This design comes from an exercise in tuning for small area on the open sky130 flow, not from production work.
Only simulation tests tie the RTL to the original design; equivalence was not proved.
Power and IR drop assume default switching activity.

**Cells coloured by class**

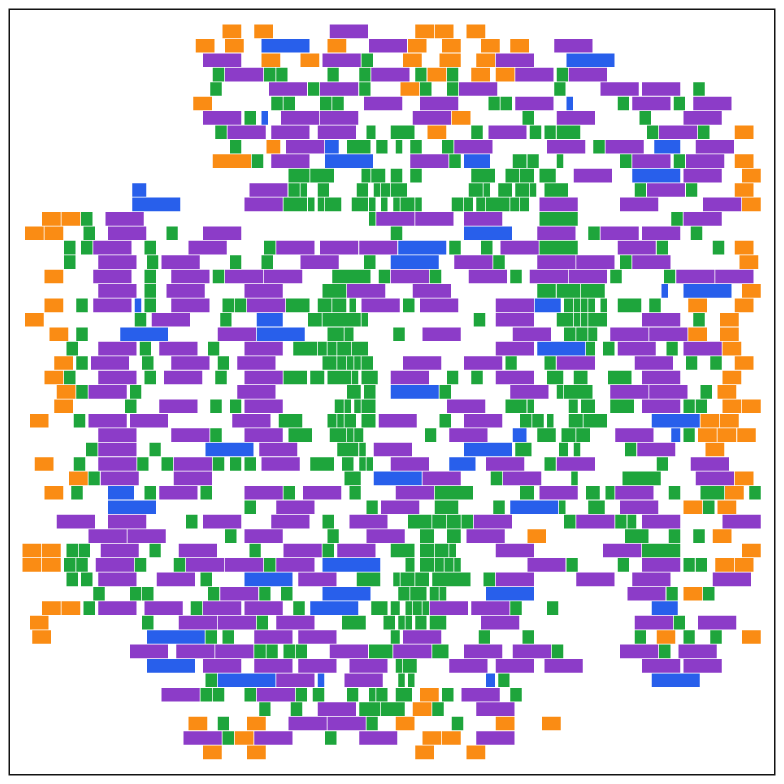
**Routing congestion**

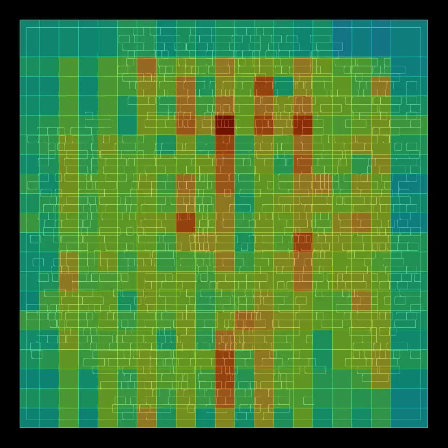
File: config.mk
export PLATFORM = sky130hd
export DESIGN_NAME = pipelined_adder_32bit
export DESIGN_NICKNAME = pipelined_adder_32bit
export VERILOG_FILES = /design/flow/design.v
export SDC_FILE = /design/flow/constraint.sdc
export NUM_CORES = 4
export LEC_CHECK = 0
export CAP_MARGIN = 20
export CORE_MARGIN = 2
export CORE_UTILIZATION = 40
export SLEW_MARGIN = 20
File: constraint.sdc
create_clock -name core_clock -period 4.0 [get_ports {clk}]
set_input_delay 0.8000 -clock core_clock [delete_from_list [all_inputs] [get_ports {clk}]]
set_output_delay 0.8000 -clock core_clock [all_outputs]
set_load 0.01 [all_outputs]
File: design.v
`timescale 1ns / 1ps
module adder_8bit(
	input logic [7:0] a,
	input logic [7:0] b,
	input logic c_in,
	output logic [7:0] sum,
	output logic c_out
);
	assign {c_out, sum} = a + b + c_in;
endmodule
`timescale 1ns / 1ps
module pipelined_adder_32bit (
    input logic clk,
    input logic reset,
    input logic [31:0] num_a,
    input logic [31:0] num_b,
    input logic Cin,
    output logic [31:0] sum,
    output logic Cout
);
  logic [31:0] num_a_4;
  logic [31:0] num_b_4;
  logic [23:0] num_a_3;
  logic [23:0] num_b_3;
  logic [15:0] num_a_2;
  logic [15:0] num_b_2;
  logic [ 7:0] num_a_1;
  logic [ 7:0] num_b_1;
  logic [31:0] sum4;
  logic [23:0] sum3;
  logic [15:0] sum2;
  logic [ 7:0] sum1;
  logic c_in1, c_in2, c_in3, c_in4;
  logic c_out4;   
  logic [7:0] sum1_w, sum2_w, sum3_w, sum4_w;
  logic c_out1_w, c_out2_w, c_out3_w, c_out4_w;
  adder_8bit adder_1 (
      .a    (num_a_1),
      .b    (num_b_1),
      .c_in (c_in1),
      .sum  (sum1_w),
      .c_out(c_out1_w)
  );
  adder_8bit adder_2 (
      .a    (num_a_2[15:8]),
      .b    (num_b_2[15:8]),
      .c_in (c_in2),
      .sum  (sum2_w),
      .c_out(c_out2_w)
  );
  adder_8bit adder_3 (
      .a    (num_a_3[23:16]),
      .b    (num_b_3[23:16]),
      .c_in (c_in3),
      .sum  (sum3_w),
      .c_out(c_out3_w)
  );
  adder_8bit adder_4 (
      .a    (num_a_4[31:24]),
      .b    (num_b_4[31:24]),
      .c_in (c_in4),
      .sum  (sum4_w),
      .c_out(c_out4_w)
  );
  always_ff @(posedge clk) begin
    if (reset) begin
      num_a_4 <= '0;
      num_a_3 <= '0;
      num_a_2 <= '0;
      num_a_1 <= '0;
      num_b_4 <= '0;
      num_b_3 <= '0;
      num_b_2 <= '0;
      num_b_1 <= '0;
      c_in1 <= '0;
      c_in2 <= '0;
      c_in3 <= '0;
      c_in4 <= '0;
      c_out4 <= '0;
      sum1 <= '0;
      sum2 <= '0;
      sum3 <= '0;
      sum4 <= '0;
    end else begin
      sum1 <= sum1_w;
      sum2[15:8] <= sum2_w;  
      sum2[7:0] <= sum1;  
      sum3[23:16] <= sum3_w; 
      sum3[15:0] <= sum2;
      sum4[31:24] <= sum4_w; 
      sum4[23:0] <= sum3;
      num_a_1 <= num_a[7:0];
      num_b_1 <= num_b[7:0];
      num_a_2 <= {num_a_2[7:0], num_a[15:8]};
      num_b_2 <= {num_b_2[7:0], num_b[15:8]};
      num_a_3 <= {num_a_3[15:8], num_a_3[7:0], num_a[23:16]};
      num_b_3 <= {num_b_3[15:8], num_b_3[7:0], num_b[23:16]};
      num_a_4 <= {num_a_4[23:16], num_a_4[15:8], num_a_4[7:0], num_a[31:24]};
      num_b_4 <= {num_b_4[23:16], num_b_4[15:8], num_b_4[7:0], num_b[31:24]};
      c_in1 <= Cin;
      c_in2 <= c_out1_w;
      c_in3 <= c_out2_w;
      c_in4 <= c_out3_w;
      c_out4 <= c_out4_w;
    end
  end
  assign sum = sum4;
  assign Cout = c_out4;
endmodule
File: run.sh
#!/bin/bash
# synth_recipe.tcl (not shown) runs the flow's synth.tcl, then flattens the netlist and writes it again
# the make line also repeats each setting of config.mk as NAME=value (left out here)
make -C /OpenROAD-flow-scripts/flow DESIGN_CONFIG=/design/flow/config.mk WORK_HOME=/design/flow/orfs CLKGATE_MAP_FILE= SYNTH_SCRIPT=/design/flow/synth_recipe.tcl finish
==> reports/metrics.csv <==
stage,metric,value,unit
run_status,status,timing/DRC/antenna clean,
final_layout,flip-flop and latch area,0.00490,sq mm
die,Initial Util,0.406,
critical_path,Worst R2R End,c_out4,
global_routing,Congestion Overflow GR,0,
die,DIE WIDTH,144,um
synth,Mapped Area,0.00785,sq mm
routing,DR vias,4587,
synth,Netlist cell types,43,
synth,Syn Inst Count,683,
clock_network,clk latency of the worst-skew pair,0.50,ns
clock_network,H-Tree Depth,1,
min_path,Hold Path Sink,sum4[13],
synth,top-count cell post-synth,dfxtp_1,
sta,final worst slack,1.75,ns
die,die area,0.0208,sq mm
global_routing,first-pass GRT wire length,20300,um
final_layout,ANT cells,0,
global_routing,vias in the first global route,4399,
placed_design,Final HPWL DP,8080,um
critical_path,Reg2Reg Depth,6,
sta,final setup violation count,0,
routing,metal2 WL,5380,um
power_and_ir_drop,pwr dens,521,mW/mm^2
min_path,HP Start,sum3[13],
sta,time the worst path needs with I/O delays and setup,2.25,ns
sta,period utilization,0.564,
sta,Max Clock Freq,0.443,GHz
power_and_ir_drop,Design Power,5190,uW
sta,max-slew violation count,0,
synth,area share of xor/xnor cells in the synthesized design,0.00669,
critical_path,kind of cell adding the most delay to the critical path,adder cells,
die,# IOs,100,
final_layout,"commonest non-fill, non-tap cells in the layout","245 x dfxtp_1, 220 x nor2b_1, 98 x clkdlybuf4s50_1",
sta,Worst-Margin Slew,0.727,ns
synth,Seq cells post-synth,245,
power_and_ir_drop,VDD IR max,0.000342,V
critical_path,Critical R2R Launch,c_in4,
routing,met3 wire len,762,um
clock_network,CTS Root Cell,clkbuf_16,
sta,Setup TNS,0,ns
synth,Post-Synth Simple-Gate Area,0.213,
routing,Routed WL,12300,um
placed_design,GPL Wtd Cong,0.766,
sta,RSZ-0062 raised after global routing,no,
synth,Most used DFF post-synth,dfxtp_1,
power_and_ir_drop,sw power,1020,uW
final_layout,area of the multi-input gates,0.00282,sq mm
final_layout,share of layout cells above drive strength 1,0.0662,
final_layout,"non-filler cells, final",1066,
synth,Area contributors post-synth,"dfxtp_1 62%, nor2b_1 18%, ha_1 4.5%, fa_1 2.0%, nor2_1 2.0%",
min_path,Hold WC Path Type,reg2reg,
synth,sequential fraction of the synthesis area,0.625,
synth,most frequent cells after synthesis,"245 x dfxtp_1, 220 x nor2b_1, 42 x nor2_1",
synth,mux cell area share after synthesis,0.00685,
power_and_ir_drop,Int Power,4170,uW
sta,Fin Hold WS,0.431,ns
Notes on 'cells coloured by class' above:
all other logic: shown in green, cells 410. flops: shown in purple, cells 245. other buffers and delay cells: shown in orange, cells 101. clock drivers and dummy loads: shown in blue, cells 45.
fin util: 0.515
post-route cell area: 0.00996 sq mm
# rows: 51
Core ar.: 0.0193 sq mm
sequential cell area share: 0.493

Notes on 'routing congestion' above:
GR Util met2: 0.190
Total GRT Usage: 0.119
busiest grt layer: met2
M3 GR Usage: 0.0278

power groups by stage:
stage          Clock (uW)  Combinational [uW]  Sequential [uW]
6_report             2350                 271             2570
5_1_grt              2520                 304             2580
4_1_cts              2430                 275             2570
3_5_place_dp            0                 273             2620
3_3_place_gp            0                 268             2620
2_1_floorplan           0                 161             2620
registers in the layout (all words and copies together), names as in the netlist, 8 cells and up:
register / cells
num_a_1: 8
num_a_2: 16
num_a_3: 24
num_a_4: 32
num_b_1: 8
num_b_2: 16
num_b_3: 24
num_b_4: 32
sum1: 8
sum2: 16
sum3: 24
sum4: 32
how the worst max path moves through the flow:
stage / cells after the start / slack [ns] / to
final: 6 / 1.75 / c_out4
after global routing: 6 / 1.68 / sum4[30]
after CTS: 1 / 1.76 / sum[18]
after detailed placement: 5 / 1.73 / sum2[13]
after global placement: 6 / 1.84 / sum1[5]
after floorplan: 6 / 1.94 / c_out4
final cells by class:
cell class,count,area share
clock buffer,37,0.0744
clock inverter,8,0.0123
inverter,4,0.00151
multi-input combinational,406,0.284
sequential,245,0.493
tap,265,0.0333
timing repair buffer,101,0.102

-- what the ideal ports hide --
In the flow no input, the clock included, has a driving cell. The finished layout below was timed again as built, in two steps. Step 1 (the two cells are an assumption about what drives the block):
set clk [get_ports {clk}]
set_driving_cell -lib_cell sky130_fd_sc_hd__clkbuf_16 $clk
set_driving_cell -lib_cell sky130_fd_sc_hd__buf_2 [delete_from_list [all_inputs] $clk]
Step 2 times the ports against the registers' clock, not the clock port: input delays grow and output delays shrink by t, the midpoint of the rising clock arrivals with the driver on. a / b / c = no drivers / after step 1 / after step 2; a / b = the first two.
t (ns): 0.536
slack for setup (ns): 1.745 / 1.739 / 1.720
worst setup path after step 2: input to register
latest minus earliest clock arrival (ns): 0.006 / 0.007
pins driven straight from the clock port: 1
After both steps this run still meets setup and hold. The setup slack of this run moves by -0.006 ns with the drivers and by -0.025 ns with both steps.
